Context: an optimization exercise on an open-source flow, tuned for small area. The choices shown serve that exercise and are no tape-out recipe. The RTL was checked by simulation tests, not by an equivalence proof against the original design. The series may have gaps, and a smaller design here may also do less where the tests do not look.

**design/flow/config.mk**
```make
export PLATFORM = sky130hd
export DESIGN_NAME = conway_life
export DESIGN_NICKNAME = conway_life
export VERILOG_FILES = /design/flow/design.v
export SDC_FILE = /design/flow/constraint.sdc
export NUM_CORES = 4
export LEC_CHECK = 0
export CAP_MARGIN = 20
export CORE_MARGIN = 2
export CORE_UTILIZATION = 40
export SLEW_MARGIN = 20
```
**design/flow/run.sh**
```bash
#!/bin/bash
# synth_recipe.tcl (not shown) runs the flow's synth.tcl, then flattens the netlist and writes it again
# the make line also repeats each setting of config.mk as NAME=value (left out here)
make -C /OpenROAD-flow-scripts/flow DESIGN_CONFIG=/design/flow/config.mk WORK_HOME=/design/flow/orfs CLKGATE_MAP_FILE= SYNTH_SCRIPT=/design/flow/synth_recipe.tcl finish
```
**design/flow/design.v**
```verilog
module conway_life(
    input clk,
    input load,
    input [255:0] data,
    output reg [255:0] q ); 
    reg [255:0] q_next;
    reg [3:0] sum;
    always@(posedge clk) begin
        if(load)
            q <= data;
        else begin
            for(int i=0; i<256; i++) begin  
                if(i == 0) 
                    sum = q[1] + q[16] + q[17] + q[240] + q[241] + q[15] + q[31] + q[255];
                else if(i == 15)   
                    sum = q[14] + q[16] + q[0] + q[240] + q[254] + q[30] + q[31] + q[255];
                else if(i == 240)   
                    sum = q[0] + q[15] + q[239] + q[241] + q[1] + q[224] + q[225] + q[255];
                else if(i == 255)   
                    sum = q[0] + q[15] + q[14] + q[224] + q[238] + q[240] + q[239] + q[254];
                else if(0<i & i<15) 
                    sum = q[i-1] + q[i+1] + q[i+15] + q[i+16] + q[i+17] + q[i+239] + q[i+240] + q[i+241];
                else if(i%16 == 0)  
                    sum = q[i-1] + q[i+1] + q[i+15] + q[i+16] + q[i+17] + q[i-16] + q[i-15] + q[i+31];
                else if(i%16 == 15) 
                    sum = q[i-1] + q[i+1] + q[i+15] + q[i+16] + q[i-17] + q[i-16] + q[i-15] + q[i-31];
                else if(240<i & i<255)  
                    sum = q[i-1] + q[i+1] + q[i-17] + q[i-16] + q[i-15] + q[i-239] + q[i-240] + q[i-241];
                else 
                    sum = q[i-1] + q[i+1] + q[i-17] + q[i-16] + q[i-15] + q[i+15] + q[i+16] + q[i+17];
                case(sum) 
                    2:q_next[i] = q[i];
                    3:q_next[i] = 1;
                    default:q_next[i] = 0;
                endcase
            end
            	q <= q_next;
        end
    end
endmodule
```
**design/flow/constraint.sdc**
```tcl
create_clock -name core_clock -period 6.0 [get_ports {clk}]
set_input_delay 1.2000 -clock core_clock [delete_from_list [all_inputs] [get_ports {clk}]]
set_output_delay 1.2000 -clock core_clock [all_outputs]
set_load 0.01 [all_outputs]
```
Fig. 1: run 1, port wiring
Drawn at 1 px/um.
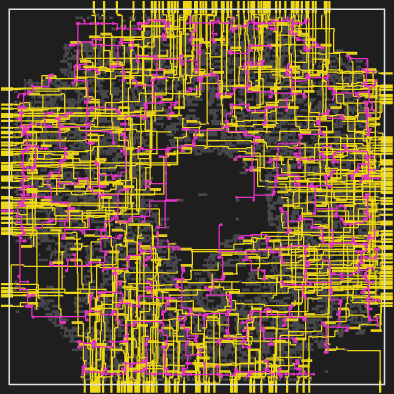
| port | colour | direction | edge | end cells | buffers | wire |
|---|---|---|---|---|---|---|
| `load` | magenta | input | left | 764 | 7 | 7,560 um |
| `q` | yellow | output | 75 right, 66 bottom, 65 top, 50 left | 256 | 256 | 31.6 mm |
I/O Pins: 514
port buffer count: 513

Fig. 2: run 1, signal wires on met3
Drawn at 1 px/um. Cells faint in the background.
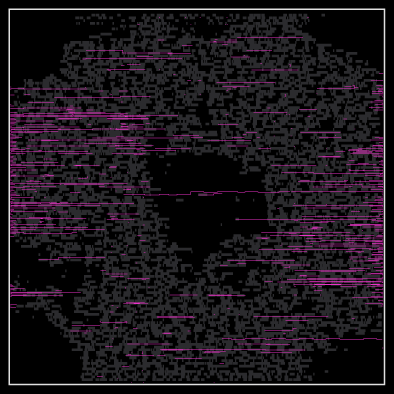
longest straight run: 140 um
nets with wire on the layer: 475
Total Routed Length: 159,000 um
grt met3 use: 0.0396

==> flow_summary.toml, run 1 <==
[run_status]
status = "no timing/DRC/antenna violations"

[sta]
skew_ns = 0.0302

[clock_network]
hold_buffers = 0
clk_pin_slew_ns = 0.06
numCtsBuffers = 45
htree_levels = 2
cts_tree = "built"

[synth]
synth.top_cell.area_share = 0.375
synth_area_per_cell_um2 = 10.0
synth_area_leaders = "fa_1, ha_1, edfxtp_1"
ys_top_cells_by_count = "inv_1, fa_1, ha_1"
synth_area_um2 = 54700
ys_warn_count = 1
syn_inst = 5452

[critical_path]
cp_slowest_cell = "or4b_2"
endpoint = "q[46]$_DFFE_PP_"
crit_fanout = 7
slowest_delay_ns = 0.73

[routing]
postRouteAntennaNets = 0
avgViaCountPerCell = 5.12
drc = 0

[floorplan]
rows = 135

[layout]
areaGrowthSynthToFinish_pct = 15.1

[flow_run]
drv_cap = 0

[global_route]
grt.met1_usage = 0.308

[placement]
hpwl_um = 134000
Fig. 3: run 1, wiring heat map
Drawn at 1 px/um. The die is cut into 37 by 37 equal tiles; white is low, dark blue is high, scaled to the fullest tile. Values are wire area over tile area, all layers added.
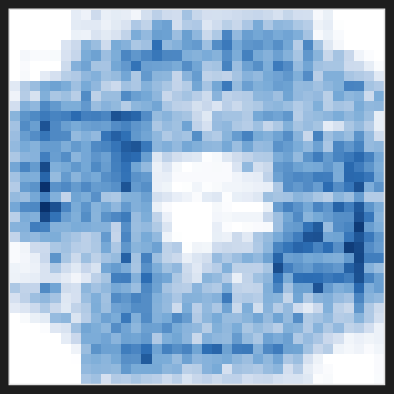
emptiest ninth of the die: middle
nearly empty tiles: 9.5%
fullest tile: 0.48
Avg WL per Cell: 20.5 um
Total GRT Usage: 0.233
vias: 39,700

==> run 1: cell type report <==
class	count	area (um^2)	share of cell area
Multi-Input combinational cell	3833	41600	0.661
Sequential cell	256	7690	0.122
Timing Repair Buffer	523	5270	0.0836
Inverter	1279	4800	0.0763
Tap cell	1781	2230	0.0354
Clock buffer	57	1210	0.0193
Clock inverter	25	130	0.00207
Antenna cell	2	5.00	0.0000795
==> run 1: cells in the final DEF, fill, tap and decap left out, types with 6 or more instances in the layout <==
master and count:
a21oi_1 500, and2_1 250, buf_4 6, clkbuf_1 10
clkbuf_16 47, clkdlybuf4s50_1 512, clkinv_1 19, edfxtp_1 256
fa_1 1024, ha_1 767, inv_1 1279, nand2_1 507
nor2_1 252, nor2b_1 6, o31ai_1 250, or4b_1 207
or4b_2 44
==> run 1: worst max-delay path, delay by kind of cell, from the launching register on <==
kind	cells	cell delay, ns
buffers and inverters	2	0.56
DFF	1	0.50
and+or+nand+nor	2	0.83
AOI/OAI and AO/OA	1	0.06
adders and majority gates	5	2.08
==> run 1: per-stage QoR <==
| stage | utilization | instances | instance area, um^2 | hold WS (ns) |
|---|---|---|---|---|
| final | 0.464 | 7756 | 63000 | 0.763 |
| after CTS | 0.464 | 7754 | 63000 | 0.768 |
| after detailed placement | 0.454 | 7672 | 61600 | 0.749 |
| after global placement | 0.454 | 7672 | 61600 | 0.742 |
| after global routing | 0.464 | 7754 | 63000 | 0.807 |
| after floorplan | - | 5452 | 54700 | 0.776 |
==> run 1: logic make-up (layout without fill, tap and decap cells) <==
kind of cell	after synthesis	in the layout
buffers and inverters	1363	1884
DFF	256	256
other	0	2
and+or+nand+nor	1276	1276
AOI/OAI and AO/OA	766	766
adders and majority gates	1791	1791
==> run 1: routing by layer <==
| layer | part of all wire | routed length, um | up-vias |
|---|---|---|---|
| met4 | 0.028 | 4510 | 8 |
| li1 | - | - | 18700 |
| met3 | 0.062 | 9890 | 187 |
| met2 | 0.48 | 76700 | 875 |
| met1 | 0.43 | 67600 | 20000 |
| met5 | 0.00032 | 51 | - |
## Run 2: files that changed since run 1, shown whole
removed: design/flow/run.sh
==> design/flow/design.v <==
module conway_life(
    input clk,
    input load,
    input [255:0] data,
    output reg [255:0] q );
    reg [255:0] nxt;
    reg [3:0] s;
    integer r, c, dr, dc;
    always @* begin
        for (r = 0; r < 16; r = r + 1)
            for (c = 0; c < 16; c = c + 1) begin
                s = 4'd0;
                for (dr = 15; dr <= 17; dr = dr + 1)
                    for (dc = 15; dc <= 17; dc = dc + 1)
                        s = s + q[((r + dr) % 16) * 16 + (c + dc) % 16];
                nxt[r*16 + c] = (s == 4'd3) | (q[r*16 + c] & (s == 4'd4));
            end
    end
    always @(posedge clk)
        q <= load ? data : nxt;
endmodule
==> design/flow/flow/run.sh <==
#!/bin/bash
# Layout flow: the standard synthesis is run unchanged (its registers are
# the ones the layout keeps), then its combinational logic is replaced by the
# hand-mapped netlist that gen_netlist.py writes (same registers, same names,
# same cell type), and the standard ORFS flow lays that netlist out, with
# each port buffered by a buf_1.
set -euo pipefail
R=orfs/results/sky130hd/conway_life/base
bash standard.sh synth > synth_standard.log 2>&1
cp $R/1_2_yosys.v standard_1_2_yosys.v
python3 flow/gen_netlist.py standard_1_2_yosys.v netlist.v > gen_netlist.log 2>&1
cp netlist.v $R/1_2_yosys.v
rm -f $R/1_synth.odb $R/1_synth.sdc
export BUFFER_PORTS_ARGS="-buffer_cell sky130_fd_sc_hd__buf_1"
bash standard.sh finish > layout.log 2>&1
==> design/flow/flow/gen_netlist.py <==
#!/usr/bin/env python3
"""Write the gate-level netlist of conway_life for sky130hd.

usage: gen_netlist.py STANDARD_NETLIST OUT_NETLIST

STANDARD_NETLIST is the standard synthesis of the RTL; it is read only to
check that its registers are the 256 dfxtp_1 cells named q[i]$_DFF_P_ that
this netlist also uses, so the registers pair by name.

Structure, per row r:
  * column sum V(r,c) = q[r-1][c] + q[r][c] + q[r+1][c]      (one fa_1)
  * pair sum P(r,k) = V(r,2k) + V(r,2k+1)                    (ha_1 + fa_1)
  * cell (r,c) with k = c/2 adds the column on the far side of its pair
    (c-1 for even c, c+1 for odd c): S = P + V, and
    next = load ? data : (S == 3 | q & S == 4).
"""
import re
import sys

P = "sky130_fd_sc_hd__"

# Final logic of one cell: inputs p0 p1 p2 (pair sum), v0 v1 (far column
# sum), q, load, d; output n.  Local nets start with '_'.
FIN = [
    ("nand2_1", {"A": "load", "B": "d", "Y": "_n10"}),
    ("o21a_1", {"A1": "p1", "A2": "v1", "B1": "p2", "X": "_n11"}),
    ("inv_1", {"A": "q", "Y": "_n12"}),
    ("a21oi_1", {"A1": "p1", "A2": "v1", "B1": "p2", "Y": "_n13"}),
    ("o22ai_1", {"A1": "p0", "A2": "v0", "B1": "p1", "B2": "v1", "Y": "_n14"}),
    ("a32o_1", {"A1": "p0", "A2": "v0", "A3": "_n12", "B1": "_n14", "B2": "_n13", "X": "_n15"}),
    ("nor2_1", {"A": "p0", "B": "v0", "Y": "_n16"}),
    ("a21oi_1", {"A1": "_n16", "A2": "q", "B1": "_n13", "Y": "_n17"}),
    ("o41ai_1", {"A1": "load", "A2": "_n11", "A3": "_n17", "A4": "_n15", "B1": "_n10", "Y": "n"}),
]


def check_standard(path):
    txt = open(path).read()
    flops = re.findall(r"^\s*(sky130_fd_sc_hd__\w+)\s+(\\\S+|\S+)\s*\(", txt, re.M)
    regs = {}
    for cell, name in flops:
        if re.search(r"df|dl", cell[len(P):]):
            regs[name.lstrip("\\")] = cell
    want = {"q[%d]$_DFF_P_" % i: P + "dfxtp_1" for i in range(256)}
    if regs != want:
        sys.exit("standard synthesis registers differ from the expected ones: %r"
                 % sorted(set(regs.items()) ^ set(want.items()))[:10])


class Net:
    def __init__(self):
        self.insts = []
        self.wires = set()
        self.count = 0

    def add(self, cell, pins, name=None):
        self.count += 1
        if name is None:
            name = "g%d" % self.count
        self.insts.append((P + cell, name, pins))

    def inst(self, tmpl, prefix, binds):
        for cell, pins in tmpl:
            pp = {}
            for pin, net in pins.items():
                if net.startswith("_"):
                    w = prefix + net
                    self.wires.add(w)
                    pp[pin] = w
                else:
                    pp[pin] = binds[net]
            self.add(cell, pp)

    def write(self, path):
        with open(path, "w") as f:
            f.write("module conway_life(clk, load, data, q);\n")
            f.write("  input clk;\n  input load;\n  input [255:0] data;\n  output [255:0] q;\n")
            for w in sorted(self.wires):
                f.write("  wire %s;\n" % w)
            for cell, name, pins in self.insts:
                conn = ", ".join(".%s(%s)" % (p, n) for p, n in pins.items())
                f.write("  %s %s (%s);\n" % (cell, name, conn))
            f.write("endmodule\n")


def main():
    if len(sys.argv) != 3:
        sys.exit(__doc__)
    check_standard(sys.argv[1])
    n = Net()
    q = lambda r, c: "q[%d]" % ((r % 16) * 16 + c % 16)
    for r in range(16):
        for c in range(16):
            vs, vc = "vs_%d_%d" % (r, c), "vc_%d_%d" % (r, c)
            n.wires.update([vs, vc])
            n.add("fa_1", {"A": q(r - 1, c), "B": q(r, c), "CIN": q(r + 1, c),
                           "COUT": vc, "SUM": vs})
        for k in range(8):
            p0, p1, p2, h = ("p%s_%d_%d" % (x, r, k) for x in "012h")
            n.wires.update([p0, p1, p2, h])
            a, b = 2 * k, 2 * k + 1
            n.add("ha_1", {"A": "vs_%d_%d" % (r, a), "B": "vs_%d_%d" % (r, b),
                           "COUT": h, "SUM": p0})
            n.add("fa_1", {"A": h, "B": "vc_%d_%d" % (r, a), "CIN": "vc_%d_%d" % (r, b),
                           "COUT": p2, "SUM": p1})
        for c in range(16):
            i = r * 16 + c
            k = c // 2
            o = (c - 1) % 16 if c % 2 == 0 else (c + 1) % 16
            d = "nx_%d" % i
            n.wires.add(d)
            n.inst(FIN, "c%d" % i, {
                "p0": "p0_%d_%d" % (r, k), "p1": "p1_%d_%d" % (r, k), "p2": "p2_%d_%d" % (r, k),
                "v0": "vs_%d_%d" % (r, o), "v1": "vc_%d_%d" % (r, o),
                "q": q(r, c), "load": "load", "d": "data[%d]" % i, "n": d})
            n.add("dfxtp_1", {"CLK": "clk", "D": d, "Q": q(r, c)},
                  name="\\q[%d]$_DFF_P_ " % i)
    n.write(sys.argv[2])


main()
==> design/flow/standard.sh <==
#!/bin/bash
# synth_recipe.tcl (not shown) runs the flow's synth.tcl, then flattens the netlist and writes it again
# the make line also repeats each setting of config.mk as NAME=value (left out here)
make -C /OpenROAD-flow-scripts/flow DESIGN_CONFIG=/design/flow/config.mk WORK_HOME=/design/flow/orfs CLKGATE_MAP_FILE= SYNTH_SCRIPT=/design/flow/synth_recipe.tcl "${@:-finish}"
==> design/flow/config.mk <==
export PLATFORM = sky130hd
export DESIGN_NAME = conway_life
export DESIGN_NICKNAME = conway_life
export VERILOG_FILES = /design/flow/design.v
export SDC_FILE = /design/flow/constraint.sdc
export NUM_CORES = 4
export LEC_CHECK = 0
export CAP_MARGIN = 20
export CORE_MARGIN = 2
export CORE_UTILIZATION = 60
export SLEW_MARGIN = 20
Fig. 4: run 2, top view of the die
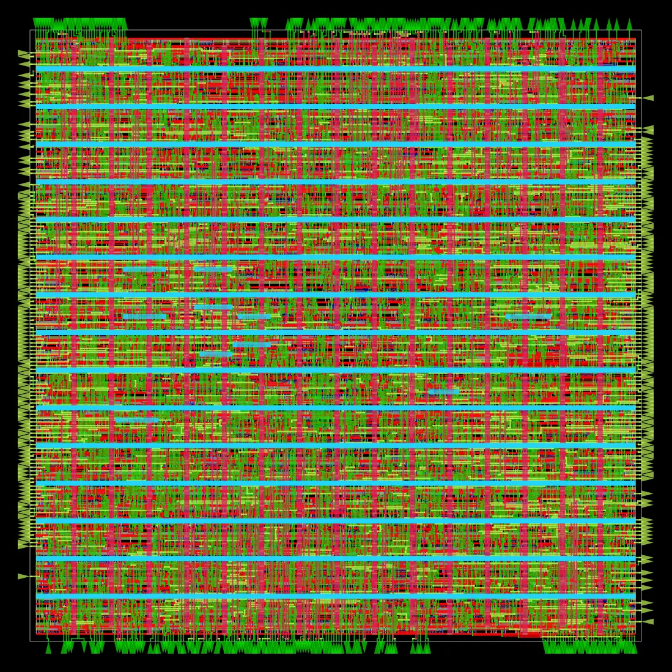
Die W: 221 um
die area: 48,700 um^2
final instance area: 32,200 um^2
Cell Rows: 79

Fig. 5: run 2, port wiring
Drawn at 1.5 px/um.
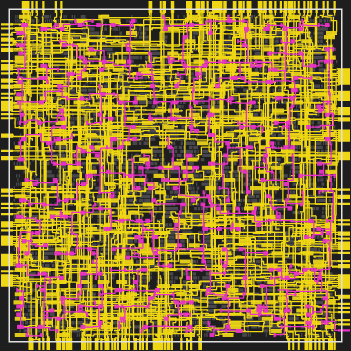
| port | colour | direction | edge | end cells | buffers | wire |
|---|---|---|---|---|---|---|
| `q` | yellow | output | 70 bottom, 67 top, 60 right, 59 left | 256 | 256 | 33.4 mm |
| `load` | magenta | input | right | 512 | 4 | 4,540 um |

==> flow_summary.toml, run 2 <==
[synth]
syn_inst = 3072
ys_warn_count = 1
synth_area_per_cell_um2 = 9.18

[clock_network]
cts_tree = "built"
numCtsBuffers = 36
cts_setup_buffers = 0
clk_pin_slew_ns = 0.06
htree_levels = 2
hold_buffers = 0

[layout]
largest_reg_flops = 256
ff_latch_area_um2 = 5120
fin_util = 0.692
final_cell_mix = "a21oi_1, buf_1, fa_1"
multi_input_area_um2 = 22100
areaGrowthSynthToFinish_pct = 14.1

[sta]
rsz0062_at_grt = "no"
skew_ns = 0.0175
maxSlewHeadroom = 0.282
max_freq_ghz = 0.329

[flow_run]
drv_cap = 0

[routing]
avgViaCountPerCell = 7.04
drc = 0
postRouteAntennaNets = 0

[run_status]
status = "no timing/DRC/antenna violations"

[critical_path]
crit_fanout = 6

[placement]
hpwl_um = 81300

[floorplan]
ios = 514
Fig. 6: run 2, wiring by layer
Drawn at 2 px/um. Only two layers are drawn.
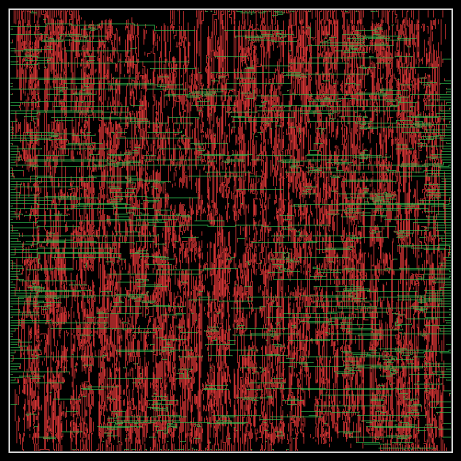
| layer | colour | wire length |
|---|---|---|
| met3 | green | 11,000 um |
| met2 | red | 46.8 mm |
Total GRT Usage: 0.405
Total Routed Length: 102,000 um
Avg WL per Cell: 23.8 um
vias: 30,100

[run 2: cell type report]
class | count | share of cell area
clock inverters | 6 | 0.000934
multi-input cells | 2560 | 0.687
flip-flops and latches | 256 | 0.159
repair buffers | 516 | 0.0615
clock buffers | 57 | 0.0361
inverters | 256 | 0.0299
diodes | 20 | 0.00156
well taps | 607 | 0.0236
[run 2: final timing paths]
kind                  start             end  depth (start not counted)
max reg2reg   q[24]$_DFF_P_    q[9]$_DFF_P_                          6
min reg2reg  q[245]$_DFF_P_  q[245]$_DFF_P_                          2
min          q[245]$_DFF_P_  q[245]$_DFF_P_                          2
max           q[24]$_DFF_P_    q[9]$_DFF_P_                          6
[run 2: critical path, cell delays in order, from the launching register on]
cell     delay [ns]
dfxtp_1        0.63
fa_1           0.58
ha_1           0.27
fa_1           0.68
a21oi_1        0.13
a32o_1         0.24
o41ai_1        0.37
[run 2: through the flow]
step           hold slack, ns  std cells  area [um^2]  worst slack (ns)
6_report                0.700       4278        32200              2.96
3_5_place_dp            0.698       4195        30900              2.88
5_1_grt                 0.736       4269        32100              2.88
4_1_cts                 0.704       4258        32100              3.08
2_1_floorplan           0.675       3072        28200              3.55
3_3_place_gp            0.674       4195        30900              2.97
[run 2: routing by layer]
| metal | GRT usage | vias to the layer above | part of all wire |
|---|---|---|---|
| li1 | - | 13300 | - |
| met1 | 0.506 | 14700 | 0.37 |
| met2 | 0.636 | 1755 | 0.46 |
| met5 | 0 | - | 0.0012 |
| met3 | 0.0995 | 354 | 0.11 |
| met4 | 0.244 | 20 | 0.062 |
## Run 3: files that changed since run 2, shown whole
==> design/flow/flow/run.sh <==
#!/bin/bash
# Layout flow: the standard synthesis is run unchanged (its registers are
# the ones the layout keeps), then its combinational logic is replaced by the
# hand-mapped netlist that gen_netlist.py writes from tile.v (same registers,
# same names, same cell type), and the standard ORFS flow lays that netlist
# out, with each port buffered by a buf_1 and a clock tree of clkbuf_4.
set -euo pipefail
R=orfs/results/sky130hd/conway_life/base
bash standard.sh synth > synth_standard.log 2>&1
cp $R/1_2_yosys.v standard_1_2_yosys.v
python3 flow/gen_netlist.py flow/tile.v standard_1_2_yosys.v netlist.v > gen_netlist.log 2>&1
cp netlist.v $R/1_2_yosys.v
rm -f $R/1_synth.odb $R/1_synth.sdc
export BUFFER_PORTS_ARGS="-buffer_cell sky130_fd_sc_hd__buf_1"
B=sky130_fd_sc_hd__clkbuf_4
export CTS_ARGS="-sink_clustering_enable -repair_clock_nets -dont_use_dummy_load -buf_list $B -root_buf $B -sink_clustering_size 6 -sink_clustering_max_diameter 60"
bash standard.sh finish > layout.log 2>&1
==> design/flow/flow/gen_netlist.py <==
#!/usr/bin/env python3
"""Write the gate-level netlist of conway_life for sky130hd.

usage: gen_netlist.py TILE STANDARD_NETLIST OUT_NETLIST

STANDARD_NETLIST is the standard synthesis of the RTL; it is read only to
check that its registers are the 256 dfxtp_1 cells named q[i]$_DFF_P_ that
this netlist also uses, so the registers pair by name.

Structure, per row r:
  * column sum V(r,c) = q[r-1][c] + q[r][c] + q[r+1][c], one fa_1 giving
    {COUT, SUM};
  * for each pair of columns 2k, 2k+1 one copy of TILE, a gate-level module
    (written by ABC) with inputs vl = V(r,2k-1), va = V(r,2k), vb = V(r,2k+1),
    vr = V(r,2k+2) as {carry, sum}, qe = q[r][2k], qo = q[r][2k+1], load,
    de = data[r*16+2k], do_ = data[r*16+2k+1], and outputs ne and no, the
    next values of q[r][2k] and q[r][2k+1]:
      next = load ? data : (S == 3 | q & S == 4),
    S being the sum of the three column sums around the cell.
"""
import re
import sys

P = "sky130_fd_sc_hd__"


def check_standard(path):
    txt = open(path).read()
    cells = re.findall(r"^\s*(sky130_fd_sc_hd__\w+)\s+(\\\S+|\S+)\s*\(", txt, re.M)
    regs = {}
    for cell, name in cells:
        if re.search(r"df|dl", cell[len(P):]):
            regs[name.lstrip("\\")] = cell
    want = {"q[%d]$_DFF_P_" % i: P + "dfxtp_1" for i in range(256)}
    if regs != want:
        sys.exit("standard synthesis registers differ from the expected ones: %r"
                 % sorted(set(regs.items()) ^ set(want.items()))[:10])


def read_tile(path):
    """Gate list [(cell, {pin: net})] of the tile module; port nets keep
    their names (without escapes), internal nets are prefixed with '_'."""
    txt = open(path).read()
    body = txt[txt.index(";", txt.index("module")) + 1:]
    ports = set()
    for kind in ("input", "output"):
        for m in re.finditer(r"\b%s\b(.*?);" % kind, body, re.S):
            for p in m.group(1).split(","):
                ports.add(p.strip().lstrip("\\").strip())
    if re.search(r"\bassign\b", body):
        sys.exit("tile has assign statements")
    gates = []
    for m in re.finditer(r"(sky130_fd_sc_hd__\w+)\s+[^\s(]+\s*\((.*?)\);", body, re.S):
        pins = {}
        for pm in re.finditer(r"\.(\w+)\(\s*(\\\S+\s|[^()\s]+)\s*\)", m.group(2)):
            net = pm.group(2).strip().lstrip("\\")
            pins[pm.group(1)] = net if net in ports else "_" + net
        gates.append((m.group(1)[len(P):], pins))
    return gates


class Net:
    def __init__(self):
        self.insts = []
        self.wires = set()
        self.count = 0

    def add(self, cell, pins, name=None):
        self.count += 1
        if name is None:
            name = "g%d" % self.count
        self.insts.append((P + cell, name, pins))

    def inst(self, tmpl, prefix, binds):
        for cell, pins in tmpl:
            pp = {}
            for pin, net in pins.items():
                if net.startswith("_"):
                    w = prefix + re.sub(r"\W", "_", net)
                    self.wires.add(w)
                    pp[pin] = w
                else:
                    pp[pin] = binds[net]
            self.add(cell, pp)

    def write(self, path):
        with open(path, "w") as f:
            f.write("module conway_life(clk, load, data, q);\n")
            f.write("  input clk;\n  input load;\n  input [255:0] data;\n  output [255:0] q;\n")
            for w in sorted(self.wires):
                f.write("  wire %s;\n" % w)
            for cell, name, pins in self.insts:
                conn = ", ".join(".%s(%s)" % (p, n) for p, n in pins.items())
                f.write("  %s %s (%s);\n" % (cell, name, conn))
            f.write("endmodule\n")


def main():
    if len(sys.argv) != 4:
        sys.exit(__doc__)
    tile = read_tile(sys.argv[1])
    check_standard(sys.argv[2])
    n = Net()
    q = lambda r, c: "q[%d]" % ((r % 16) * 16 + c % 16)
    vs = lambda r, c: "vs_%d_%d" % (r, c % 16)
    vc = lambda r, c: "vc_%d_%d" % (r, c % 16)
    for r in range(16):
        for c in range(16):
            n.wires.update([vs(r, c), vc(r, c)])
            n.add("fa_1", {"A": q(r - 1, c), "B": q(r, c), "CIN": q(r + 1, c),
                           "COUT": vc(r, c), "SUM": vs(r, c)})
        for k in range(8):
            a = 2 * k
            i = r * 16 + a
            binds = {"load": "load", "qe": q(r, a), "qo": q(r, a + 1),
                     "de": "data[%d]" % i, "do_": "data[%d]" % (i + 1),
                     "ne": "nx_%d" % i, "no": "nx_%d" % (i + 1)}
            for name, col in (("vl", a - 1), ("va", a), ("vb", a + 1), ("vr", a + 2)):
                binds[name + "[0]"] = vs(r, col)
                binds[name + "[1]"] = vc(r, col)
            n.wires.update(["nx_%d" % i, "nx_%d" % (i + 1)])
            n.inst(tile, "t%d_%d_" % (r, k), binds)
        for c in range(16):
            i = r * 16 + c
            n.add("dfxtp_1", {"CLK": "clk", "D": "nx_%d" % i, "Q": q(r, c)},
                  name="\\q[%d]$_DFF_P_ " % i)
    n.write(sys.argv[3])


main()
==> design/flow/flow/tile.v <==

module tile ( 
    \vl[0] , \vl[1] , \va[0] , \va[1] , \vb[0] , \vb[1] , \vr[0] , \vr[1] ,
    qe, qo, load, de, do_,
    ne, no  );
  input  \vl[0] , \vl[1] , \va[0] , \va[1] , \vb[0] , \vb[1] , \vr[0] ,
    \vr[1] , qe, qo, load, de, do_;
  output ne, no;
  wire new_n16, new_n17, new_n18, new_n19, new_n20, new_n21, new_n22,
    new_n23, new_n24, new_n25, new_n26, new_n27, new_n28, new_n29, new_n30,
    new_n31, new_n33, new_n34, new_n35, new_n36, new_n37, new_n38;
  sky130_fd_sc_hd__nand2_1                          g00(.A(load), .B(de), .Y(new_n16));
  sky130_fd_sc_hd__nand2_1                          g01(.A(\va[0] ), .B(\vb[0] ), .Y(new_n17));
  sky130_fd_sc_hd__nor2_1                           g02(.A(\va[0] ), .B(\vb[0] ), .Y(new_n18));
  sky130_fd_sc_hd__nor2_1                           g03(.A(\va[1] ), .B(\vb[1] ), .Y(new_n19));
  sky130_fd_sc_hd__o21ai_0                          g04(.A1(\va[1] ), .A2(\vb[1] ), .B1(new_n18), .Y(new_n20));
  sky130_fd_sc_hd__nand2_1                          g05(.A(new_n17), .B(new_n20), .Y(new_n21));
  sky130_fd_sc_hd__nand2_1                          g06(.A(\va[1] ), .B(\vb[1] ), .Y(new_n22));
  sky130_fd_sc_hd__o21ai_0                          g07(.A1(\va[0] ), .A2(\vb[0] ), .B1(new_n22), .Y(new_n23));
  sky130_fd_sc_hd__a21oi_1                          g08(.A1(new_n20), .A2(new_n23), .B1(load), .Y(new_n24));
  sky130_fd_sc_hd__o21ai_0                          g09(.A1(new_n18), .A2(new_n19), .B1(new_n22), .Y(new_n25));
  sky130_fd_sc_hd__a311oi_1                         g10(.A1(new_n17), .A2(new_n20), .A3(new_n24), .B1(new_n25), .C1(load), .Y(new_n26));
  sky130_fd_sc_hd__o21bai_1                         g11(.A1(\vl[0] ), .A2(new_n21), .B1_N(qe), .Y(new_n27));
  sky130_fd_sc_hd__nand2_1                          g12(.A(\vl[0] ), .B(new_n21), .Y(new_n28));
  sky130_fd_sc_hd__a32oi_1                          g13(.A1(new_n24), .A2(new_n27), .A3(new_n28), .B1(new_n26), .B2(\vl[0] ), .Y(new_n29));
  sky130_fd_sc_hd__a21oi_1                          g14(.A1(\vl[0] ), .A2(new_n21), .B1(new_n25), .Y(new_n30));
  sky130_fd_sc_hd__xor2_1                           g15(.A(\vl[1] ), .B(new_n30), .X(new_n31));
  sky130_fd_sc_hd__o21ai_0                          g16(.A1(new_n29), .A2(new_n31), .B1(new_n16), .Y(ne));
  sky130_fd_sc_hd__nand2_1                          g17(.A(load), .B(do_), .Y(new_n33));
  sky130_fd_sc_hd__o21bai_1                         g18(.A1(\vr[0] ), .A2(new_n21), .B1_N(qo), .Y(new_n34));
  sky130_fd_sc_hd__nand2_1                          g19(.A(\vr[0] ), .B(new_n21), .Y(new_n35));
  sky130_fd_sc_hd__a32oi_1                          g20(.A1(new_n24), .A2(new_n34), .A3(new_n35), .B1(new_n26), .B2(\vr[0] ), .Y(new_n36));
  sky130_fd_sc_hd__a21oi_1                          g21(.A1(\vr[0] ), .A2(new_n21), .B1(new_n25), .Y(new_n37));
  sky130_fd_sc_hd__xor2_1                           g22(.A(\vr[1] ), .B(new_n37), .X(new_n38));
  sky130_fd_sc_hd__o21ai_0                          g23(.A1(new_n36), .A2(new_n38), .B1(new_n33), .Y(no));
endmodule


Fig. 7: run 3, top view of the die
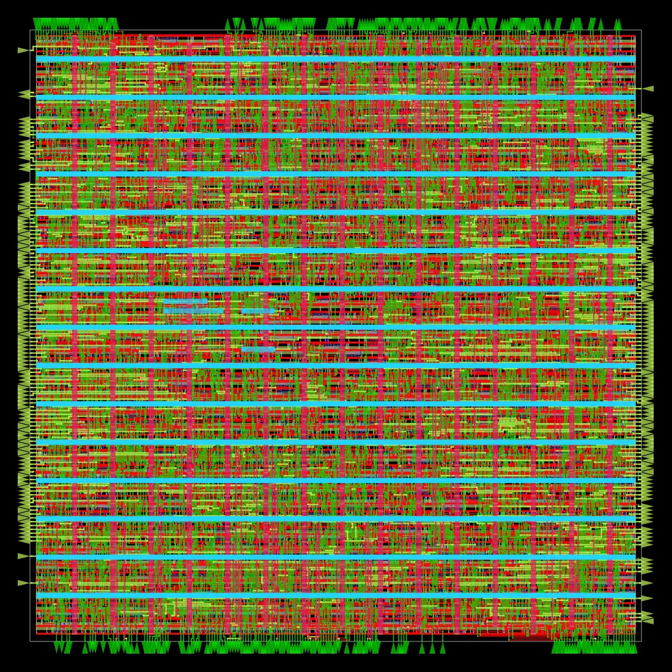
die area: 47,100 um^2
Layout Cells excl Fill: 4,760
Cell Rows: 78
Finished Core Util: 0.674
Die Height: 217 um

Fig. 8: run 3, wiring heat map
Drawn at 1.5 px/um. The die is cut into 22 by 22 equal tiles; white is low, dark blue is high, scaled to the fullest tile. Values are wire area over tile area, all layers added.
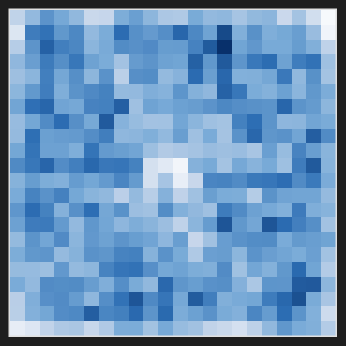
tiles over half the peak: 58%
mean over tiles: 0.34
fullest tile: 0.64
emptiest ninth of the die: middle
Avg WL per Cell: 19.4 um
Total Routed Length: 92,500 um
vias: 30,700
Total GRT Usage: 0.376

==> flow_summary.toml, run 3 <==
[run_status]
status = "no timing/DRC/antenna violations"

[clock_network]
numCtsBuffers = 49
hold_buffers = 0
cts_setup_buffers = 0
clk_pin_slew_ns = 0.09
cts_resized = 0
htree_levels = 2
cts_tree = "built"

[sta]
max_freq_ghz = 0.346
hold_viol_final = 0
maxSlewHeadroom = 0.453
setup_viol = 0
rsz0062_at_grt = "no"
period_share = 0.482
timing.hold.ws_ns = 0.557
skew_ns = 0.0486

[critical_path]
rr_endpoint = "q[168]$_DFF_P_"
r2r_cells = 7
cpLargestDelayFamily = "flip-flops"
path_cells = "buf_1"
cp.required_ns = 4.80
reg2reg_from = "q[184]$_DFF_P_"
slowest_delay_ns = 0.61
reg2reg_slack_ns = 3.56
cp_slowest_cell = "dfxtp_1"
crit_fanout = 5
crit_buf_inv = 1
arrival_ns = 1.69

[routing]
dr.first_iter.drc_count = 3475
postRouteAntennaNets = 0
avgViaCountPerCell = 6.44
drc = 0

[floorplan]
ios = 514
die_x_um = 217

[layout]
largest_reg_flops = 256
areaGrowthSynthToFinish_pct = 11.6
final_cell_mix = "nand2_1, o21ai_0, buf_1, a21oi_1"
largest-register = "q"
fillers = 4159
nets = 4668
final_cell_area_um2 = 30400

[min_path]
worstHoldEndpoint = "q[22]$_DFF_P_"
hp-start = "data[22]"
whs_path_depth = 3

[synth]
synth_area_um2 = 27200
synth_area_per_cell_um2 = 7.60
ys_warn_count = 1
syn_inst = 3584

[global_route]
grt_first_pass_wirelength_um = 140000

[placement]
dpl.cell_count = 4703
hpwl_um = 74000
placedInstanceArea_um2 = 30000

[flow_run]
drv_cap = 0
Fig. 9: run 3, signal wires on met3
Drawn at 1.5 px/um. Cells faint in the background.
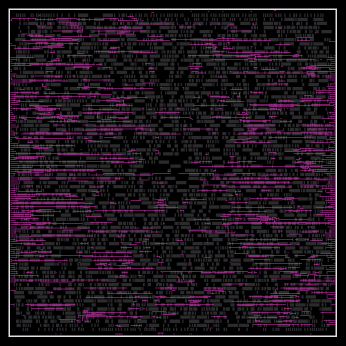
longest straight run: 81.4 um
nets with wire on the layer: 761
grt met3 use: 0.0716

[run 3: cell type report]
class / instances / area (um^2) / share of cell area
clock buffers: 49 / 368 / 0.0121
multi-input cells: 3328 / 22100 / 0.727
diodes: 8 / 20.0 / 0.000659
flip-flops and latches: 256 / 5120 / 0.169
well taps: 600 / 751 / 0.0247
repair buffers: 519 / 2020 / 0.0666
[run 3: routing by layer]
layer | GRT usage | vias to the layer above | share of wire
met3 | 0.0716 | 244 | 0.099
met1 | 0.508 | 14300 | 0.41
met2 | 0.585 | 1577 | 0.44
met4 | 0.172 | 8 | 0.046
met5 | 0 | - | 0.00057
li1 | - | 14600 | -
[run 3: how the worst max path moves through the flow]
stage,from,endpoint,cells past startpoint
5_1_grt,q[47]$_DFF_P_,q[47],1
6_report,q[32]$_DFF_P_,q[32],1
3_5_place_dp,load,q[8]$_DFF_P_,6
3_3_place_gp,load,q[8]$_DFF_P_,6
4_1_cts,q[32]$_DFF_P_,q[32],1
2_1_floorplan,q[240]$_DFF_P_,q[0]$_DFF_P_,7
[run 3: worst register-to-register path: stages, from the launching register on]
cell and delay, ns:
dfxtp_1 0.62, fa_1 0.60, nor2_1 0.17, o21ai_0 0.15, a21oi_1 0.28, a311oi_1 0.19, a32oi_1 0.20, o21ai_0 0.11
[run 3: through the flow]
stage,util,worst slack (ns)
floorplan,-,4.05
global placement,0.665,2.78
detailed placement,0.665,2.72
CTS,0.674,3.05
global route,0.674,3.07
finish,0.674,3.11
--- run 4 (diff from run 3) ---
==> design/flow/flow/tile.v (replaced) <==

module tile3 ( 
    \vl[0] , \vl[1] , \va[0] , \va[1] , \vb[0] , \vb[1] , \vr[0] , \vr[1] ,
    qe, qo, load, de, do_,
    ne, no  );
  input  \vl[0] , \vl[1] , \va[0] , \va[1] , \vb[0] , \vb[1] , \vr[0] ,
    \vr[1] , qe, qo, load, de, do_;
  output ne, no;
  wire new_n16, new_n17, new_n18, new_n19, new_n20, new_n21, new_n22,
    new_n23, new_n24, new_n25, new_n26, new_n27, new_n28, new_n29, new_n30,
    new_n31, new_n33, new_n34, new_n35, new_n36, new_n37;
  sky130_fd_sc_hd__clkinv_1                         g00(.A(\vl[0] ), .Y(new_n16));
  sky130_fd_sc_hd__clkinv_1                         g01(.A(\vr[0] ), .Y(new_n17));
  sky130_fd_sc_hd__nor2_1                           g02(.A(\va[0] ), .B(\vb[0] ), .Y(new_n18));
  sky130_fd_sc_hd__nor2_1                           g03(.A(\va[1] ), .B(\vb[1] ), .Y(new_n19));
  sky130_fd_sc_hd__nand2_1                          g04(.A(new_n18), .B(new_n19), .Y(new_n20));
  sky130_fd_sc_hd__nand2_1                          g05(.A(\va[1] ), .B(\vb[1] ), .Y(new_n21));
  sky130_fd_sc_hd__o21ai_0                          g06(.A1(new_n18), .A2(new_n19), .B1(new_n21), .Y(new_n22));
  sky130_fd_sc_hd__o21ai_0                          g07(.A1(\vl[1] ), .A2(new_n22), .B1(new_n20), .Y(new_n23));
  sky130_fd_sc_hd__nand2_1                          g08(.A(\va[0] ), .B(\vb[0] ), .Y(new_n24));
  sky130_fd_sc_hd__nor2b_1                          g09(.A(new_n18), .B_N(new_n24), .Y(new_n25));
  sky130_fd_sc_hd__maj3_1                           g10(.A(new_n16), .B(qe), .C(new_n25), .X(new_n26));
  sky130_fd_sc_hd__nor2_1                           g11(.A(new_n18), .B(new_n21), .Y(new_n27));
  sky130_fd_sc_hd__a21oi_1                          g12(.A1(new_n19), .A2(new_n24), .B1(new_n27), .Y(new_n28));
  sky130_fd_sc_hd__a21oi_1                          g13(.A1(\vl[1] ), .A2(new_n22), .B1(load), .Y(new_n29));
  sky130_fd_sc_hd__o221ai_1                         g14(.A1(new_n23), .A2(new_n26), .B1(new_n28), .B2(\vl[1] ), .C1(new_n29), .Y(new_n30));
  sky130_fd_sc_hd__a21oi_1                          g15(.A1(new_n16), .A2(new_n23), .B1(new_n30), .Y(new_n31));
  sky130_fd_sc_hd__a21o_1                           g16(.A1(load), .A2(de), .B1(new_n31), .X(ne));
  sky130_fd_sc_hd__o21ai_0                          g17(.A1(\vr[1] ), .A2(new_n22), .B1(new_n20), .Y(new_n33));
  sky130_fd_sc_hd__maj3_1                           g18(.A(new_n17), .B(qo), .C(new_n25), .X(new_n34));
  sky130_fd_sc_hd__a21oi_1                          g19(.A1(\vr[1] ), .A2(new_n22), .B1(load), .Y(new_n35));
  sky130_fd_sc_hd__o221ai_1                         g20(.A1(\vr[1] ), .A2(new_n28), .B1(new_n33), .B2(new_n34), .C1(new_n35), .Y(new_n36));
  sky130_fd_sc_hd__a21oi_1                          g21(.A1(new_n17), .A2(new_n33), .B1(new_n36), .Y(new_n37));
  sky130_fd_sc_hd__a21o_1                           g22(.A1(load), .A2(do_), .B1(new_n37), .X(no));
endmodule


Fig. 10: run 4, wiring heat map
Drawn at 1.5 px/um. The die is cut into 22 by 22 equal tiles; white is low, dark blue is high, scaled to the fullest tile. Values are wire area over tile area, all layers added.
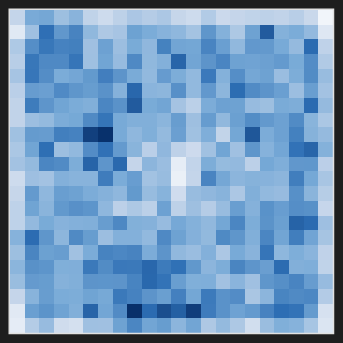
fullest tile: 0.75
tiles over half the peak: 47%
emptiest ninth of the die: middle
densest ninth of the die: bottom middle
mean over tiles: 0.37
vias: 30,700
Total GRT Usage: 0.405
Avg WL per Cell: 21.1 um

Fig. 11: run 4, top view of the die
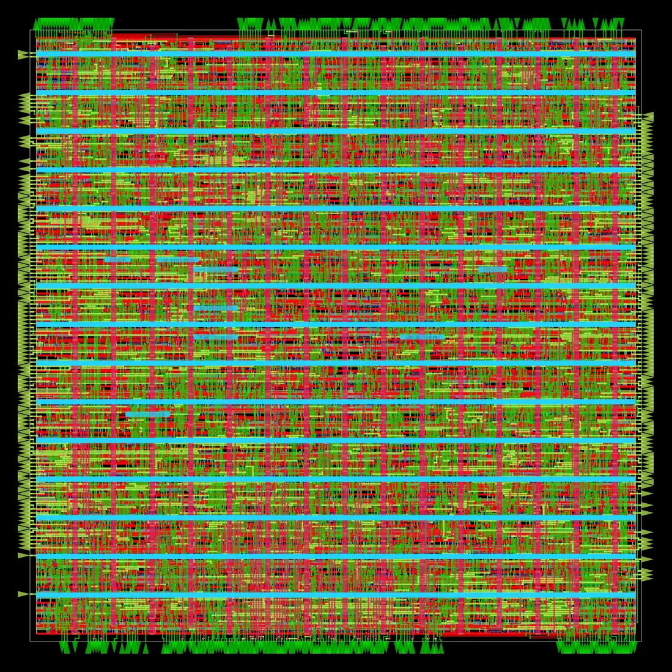
Cell Rows: 77
Finished Core Util: 0.678
Total Routed Length: 97,900 um
final instance area: 29,900 um^2
Layout Cells excl Fill: 4,635

==> flow_summary.toml, run 4 <==
[global_route]
grt_first_pass_wirelength_um = 149000

[layout]
areaGrowthSynthToFinish_pct = 11.8
largest-register = "q"
largest_reg_flops = 256
nets = 4538

[sta]
hold_viol_final = 0
tightest_slew_ns = 0.897
period_share = 0.488
timing.hold.ws_ns = 0.535
skew_ns = 0.0652
rsz0062_at_grt = "no"
setup_ws_ns = 3.07
max_freq_ghz = 0.341

[routing]
drc = 0
postRouteAntennaNets = 0
first_pass_iters = 7

[clock_network]
htree_levels = 2
cts_tree = "built"
clk_pin_slew_ns = 0.09
cts_resized = 0

[critical_path]
crit_buf_inv = 1
path_cells = "buf_1"
cpLargestDelayFamily = "flip-flops"
crit_fanout = 5
reg2reg_slack_ns = 3.35
arrival_ns = 1.73
cp.required_ns = 4.80
cp_slowest_cell = "dfxtp_1"
slowest_delay_ns = 0.60

[synth]
synth_area_um2 = 26700
ys_warn_count = 1
syn_inst = 3456
synth_area_per_cell_um2 = 7.74

[floorplan]
dieArea_um2 = 46300
die_x_um = 215
fp.dieH_um = 215
ios = 514

[run_status]
status = "no timing/DRC/antenna violations"

[min_path]
hold_class = "in -> reg"

[flow_run]
drv_cap = 0
Fig. 12: run 4, wiring by layer
Drawn at 3 px/um. Only two layers are drawn.
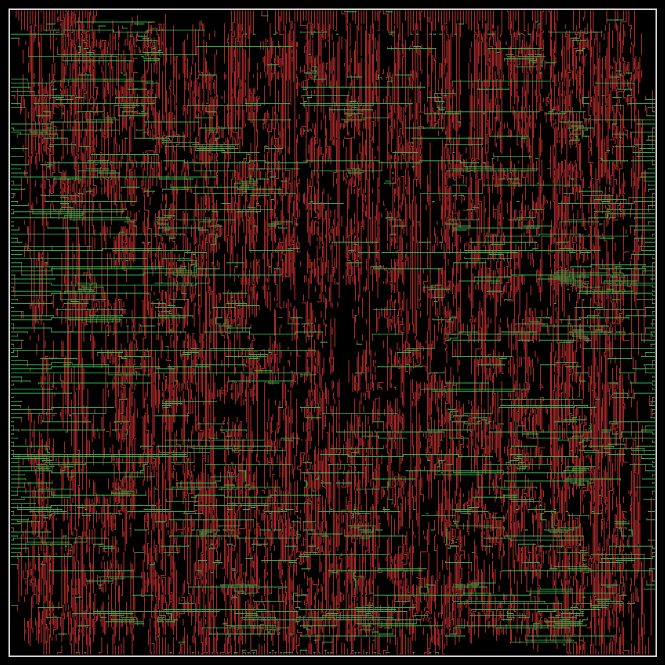
| layer | colour | wire length |
|---|---|---|
| met3 | green | 10,100 um |
| met2 | red | 43.7 mm |

[run 4: per-layer routing]
layer  vias to the layer above  wire (um)  share of wire  global-route usage
li1                      13800          -              -                   -
met1                     14500      37900           0.39               0.512
met2                      1976      43700           0.45               0.638
met3                       386      10100           0.10              0.0910
met4                        16       6040          0.062               0.236
met5                         -         97        0.00099                   0
[run 4: final timing paths]
| kind | from | to | cells after the start |
|---|---|---|---|
| worst max-delay path | q[51]$_DFF_P_ | q[51] | 1 |
| worst min-delay path | data[98] | q[98]$_DFF_P_ | 2 |
| worst max register to register | q[206]$_DFF_P_ | q[190]$_DFF_P_ | 7 |
| worst min register to register | q[181]$_DFF_P_ | q[181]$_DFF_P_ | 4 |
[run 4: final cells by class]
type	instances	area, um^2
multi-input cells	2944	20700
repair buffers	517	2000
flip-flops and latches	256	5120
well taps	592	741
clock buffers	49	368
fillers	3925	14200
diodes	21	52.6
inverters	256	961
[run 4: stage by stage]
| step | instance area (um^2) | instances | util |
|---|---|---|---|
| after detailed placement | 29500 | 4565 | 0.668 |
| after global routing | 29900 | 4631 | 0.677 |
| after CTS | 29900 | 4614 | 0.677 |
| after floorplan | 26700 | 3456 | - |
| final | 29900 | 4635 | 0.678 |
| after global placement | 29500 | 4565 | 0.668 |
--- run 5 (diff from run 4) ---
--- a/design/flow/flow/run.sh
+++ b/design/flow/flow/run.sh
@@ -13,5 +13,5 @@
 rm -f $R/1_synth.odb $R/1_synth.sdc
 export BUFFER_PORTS_ARGS="-buffer_cell sky130_fd_sc_hd__buf_1"
 B=sky130_fd_sc_hd__clkbuf_4
-export CTS_ARGS="-sink_clustering_enable -repair_clock_nets -dont_use_dummy_load -buf_list $B -root_buf $B -sink_clustering_size 6 -sink_clustering_max_diameter 60"
+export CTS_ARGS="-sink_clustering_enable -repair_clock_nets -dont_use_dummy_load -buf_list $B -root_buf $B -sink_clustering_size 7 -sink_clustering_max_diameter 60"
 bash standard.sh finish > layout.log 2>&1
Fig. 13: run 5, wiring heat map
Drawn at 1.5 px/um. The die is cut into 22 by 22 equal tiles; white is low, dark blue is high, scaled to the fullest tile. Values are wire area over tile area, all layers added.
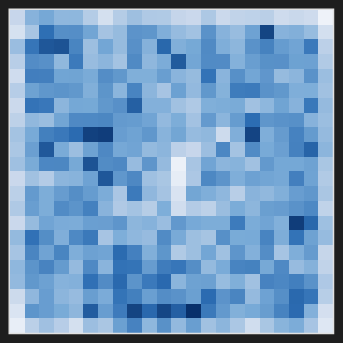
fullest tile: 0.74
tiles over half the peak: 50%
mean over tiles: 0.37
Total GRT Usage: 0.404
vias: 30,600
Total Routed Length: 98,000 um
Avg WL per Cell: 21.2 um

Fig. 14: run 5, signal wires on met3
Drawn at 1.5 px/um. Cells faint in the background.
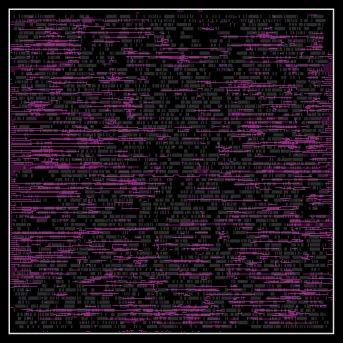
wire length on this layer: 10,600 um
main direction: horizontal
share of all routed wire: 11%
nets with wire on the layer: 918
grt met3 use: 0.0870

==> flow_summary.toml, run 5 <==
[min_path]
worstHoldEndpoint = "q[107]$_DFF_P_"
hp-start = "data[107]"
whs_path_depth = 2

[sta]
period_share = 0.483
hold_viol_final = 0
rsz0062_at_grt = "no"
tightest_slew_ns = 0.946
skew_ns = 0.0618
max_freq_ghz = 0.345

[critical_path]
reg2reg_slack_ns = 3.34
cp-startpoint = "q[106]$_DFF_P_"
slowest_delay_ns = 0.60
crit_buf_inv = 1
crit_fanout = 5
reg2reg_from = "q[206]$_DFF_P_"
cpLargestDelayFamily = "flip-flops"
r2r_cells = 7
cp_slowest_cell = "dfxtp_1"
path_cells = "buf_1"

[layout]
largest_reg_flops = 256
nets = 4533
largest-register = "q"
areaGrowthSynthToFinish_pct = 11.7

[clock_network]
cts_setup_buffers = 0
htree_levels = 2
cts_resized = 0
cts_tree = "built"
clk_pin_slew_ns = 0.10

[global_route]
grtUsageMet2 = 0.638
grt.met1_usage = 0.511
grt_first_pass_wirelength_um = 149000
busiest_layer = "met2"

[floorplan]
ios = 514
rows = 77

[run_status]
status = "no timing/DRC/antenna violations"

[routing]
drc = 0
first_pass_iters = 9

[synth]
ys_warn_count = 1
synth_area_per_cell_um2 = 7.74
syn_inst = 3456
synth_area_um2 = 26700

[placement]
dpl.cell_count = 4565
placedInstanceArea_um2 = 29500

[flow_run]
drv_cap = 0
Fig. 15: run 5, top view of the die
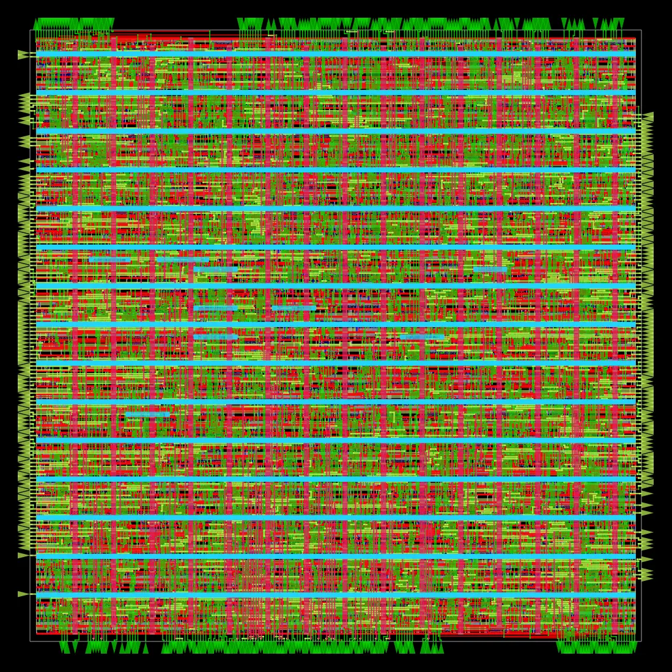
Die W: 215 um
die area: 46,300 um^2
Layout Cells excl Fill: 4,629
Finished Core Util: 0.677
final instance area: 29,900 um^2

run 5: worst register-to-register path, stage by stage, from the launching register on:
cell	delay (ns)
dfxtp_1	0.62
fa_1	0.55
nor2_1	0.26
o21ai_0	0.21
o21ai_0	0.36
o221ai_1	0.24
a21oi_1	0.25
a21o_1	0.11
run 5: per-stage QoR:
stage                     worst slack (ns)
after global placement                3.48
after global routing                  3.03
after floorplan                       3.94
after detailed placement              3.43
final                                 3.10
after CTS                             3.07
run 5: final cells by class:
type	count	area, um^2
Antenna cell	20	50.0
Clock buffer	44	330
Fill cell	3921	14300
Inverter	256	961
Multi-Input combinational cell	2944	20700
Sequential cell	256	5120
Tap cell	592	741
Timing Repair Buffer	517	2000
run 5: worst max path at each step:
stage	depth (start not counted)	endpoint	slack, ns
after floorplan	7	q[0]$_DFF_P_	3.94
after global placement	6	q[43]$_DFF_P_	3.48
after detailed placement	6	q[8]$_DFF_P_	3.43
after CTS	1	q[109]	3.07
after global routing	1	q[51]	3.03
final	1	q[106]	3.10
run 5: per-layer routing:
| layer | up-vias | wire length [um] |
|---|---|---|
| met5 | - | 122 |
| met4 | 18 | 5900 |
| met3 | 384 | 10600 |
| met2 | 1992 | 43700 |
| met1 | 14400 | 37700 |
| li1 | 13800 | - |
--- run 6 (diff from run 5) ---
--- a/design/flow/config.mk
+++ b/design/flow/config.mk
@@ -7,5 +7,5 @@
 export LEC_CHECK = 0
 export CAP_MARGIN = 20
 export CORE_MARGIN = 2
-export CORE_UTILIZATION = 60
+export CORE_UTILIZATION = 70
 export SLEW_MARGIN = 20
Fig. 16: run 6, port wiring
Drawn at 2 px/um.
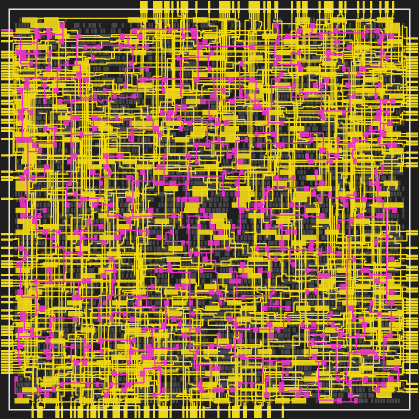
| port | colour | direction | edge | end cells | buffers | wire |
|---|---|---|---|---|---|---|
| `q` | yellow | output | 70 right, 65 left, 61 top, 60 bottom | 256 | 256 | 30.5 mm |
| `load` | magenta | input | left | 512 | 6 | 4,260 um |

Fig. 17: run 6, wiring by layer
Drawn at 3 px/um. Only two layers are drawn.
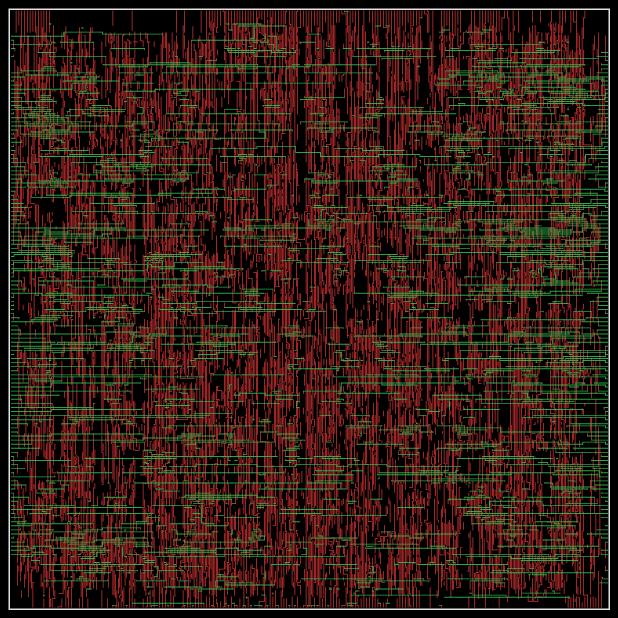
| layer | colour | wire length |
|---|---|---|
| met2 | red | 43.0 mm |
| met3 | green | 13,300 um |
Total Routed Length: 98,400 um
Total GRT Usage: 0.483
vias: 31,700

==> flow_summary.toml, run 6 <==
[clock_network]
htree_levels = 2
cts_resized = 0
cts_tree = "built"
cts_setup_buffers = 0

[sta]
period_share = 0.492
tightest_slew_ns = 0.813
rsz0062_at_grt = "no"
hold_viol_final = 0

[global_route]
grt_first_pass_wirelength_um = 150000

[run_status]
status = "no timing/DRC/antenna violations"

[synth]
syn_inst = 3456
synth_area_per_cell_um2 = 7.74

[routing]
first_pass_iters = 9

[min_path]
whs_path_depth = 2
hp-start = "data[68]"

[critical_path]
cp_slowest_cell = "dfxtp_1"
reg2reg_slack_ns = 3.38
path_cells = "buf_1"
cpLargestDelayFamily = "flip-flops"
reg2reg_from = "q[86]$_DFF_P_"

[layout]
areaGrowthSynthToFinish_pct = 11.2
fin_cells = 4538
largest-register = "q"
nets = 4534

[floorplan]
rows = 71

[placement]
dpl.cell_count = 4485
Fig. 18: run 6, top view of the die
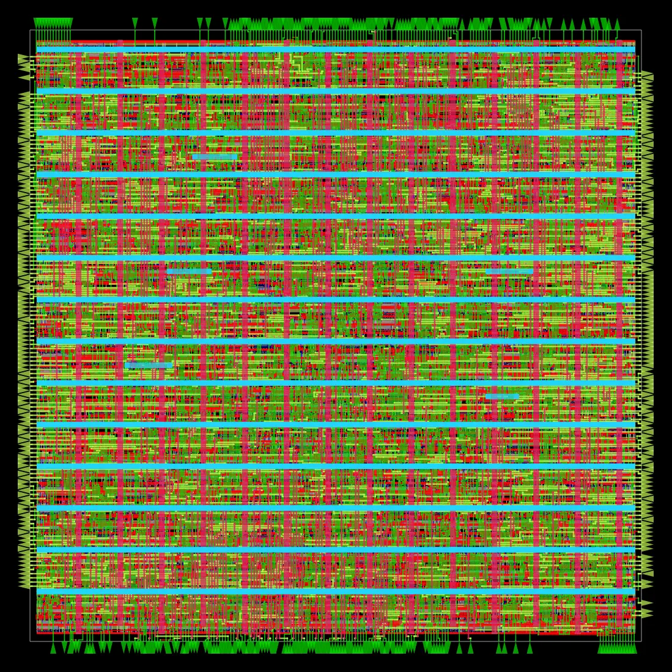
Die W: 199 um
Finished Core Util: 0.790
Die Height: 199 um
final instance area: 29,700 um^2

run 6: cell count changes in the layout (fill, tap and decap cells not counted), sizes merged:
| cell | previous run | this run |
|---|---|---|
| buf | 516 | 517 |
| diode | 20 | 9 |
run 6: per-stage QoR:
step                instance area, um^2  worst slack, ns
floorplan                         26700             3.94
global placement                  29400             2.92
detailed placement                29400             2.84
CTS                               29700             3.12
global route                      29700             3.00
finish                            29700             3.05
run 6: area by class of cell:
type                            count  area (um^2)
Multi-Input combinational cell   2944        20700
Fill cell                        2840         7920
Sequential cell                   256         5120
Timing Repair Buffer              518         2000
Inverter                          256          961
Tap cell                          511          639
Clock buffer                       44          330
Antenna cell                        9         22.5
run 6: worst max path at each step:
stage | cells past startpoint | endpoint | start
finish | 1 | q[75] | q[75]$_DFF_P_
global route | 1 | q[75] | q[75]$_DFF_P_
CTS | 1 | q[59] | q[59]$_DFF_P_
detailed placement | 6 | q[20]$_DFF_P_ | load
global placement | 6 | q[38]$_DFF_P_ | load
floorplan | 7 | q[0]$_DFF_P_ | q[16]$_DFF_P_
run 6: routing by layer:
layer / global-route usage / vias up
li1: - / 13800
met1: 0.576 / 14700
met2: 0.739 / 2558
met3: 0.144 / 657
met4: 0.362 / 10
met5: 0 / -

-- what the ideal ports hide --
The results above use ideal ports. As a check the final layouts listed here were re-extracted and re-timed, cells and wires unchanged. Step 1 assumes that a clkbuf_16 drives the clock port and a buf_2 every other input. Step 2 adds t to the input delays and takes it off the output delays; t is the mean of the earliest and latest rising clock arrival at the registers after step 1. Input paths then give back, and output paths get back, about the clock's delay inside the block. Three values: no drivers, after step 1, after step 2; two values: the first two.
| run | t (ns) | setup slack, ns | hold WS [ns] | worst setup path after step 2 | cell pins on the clock port's net |
|---|---|---|---|---|---|
| run 1 | 0.702 | 1.659 / 1.659 / 1.659 | 0.763 / 0.763 / 0.763 | register to register | 1 |
| run 2 | 0.617 | 2.957 / 2.957 / 2.782 | 0.700 / 0.700 / 0.700 | input to register | 1 |
| run 3 | 0.859 | 3.111 / 3.054 / 2.609 | 0.557 / 0.529 / 0.906 | input to register | 1 |
| run 4 | 0.879 | 3.070 / 3.011 / 3.347 | 0.535 / 0.501 / 1.056 | input to register | 1 |
| run 5 | 0.857 | 3.101 / 3.043 / 3.333 | 0.559 / 0.529 / 1.056 | input to register | 1 |
| run 6 | 0.882 | 3.046 / 2.991 / 2.752 | 0.528 / 0.498 / 1.033 | input to register | 1 |
After both steps setup and hold are still met in every run listed. For run 3, which loses most, drivers alone change the setup slack by -0.057 ns; drivers and shift together by -0.502 ns.
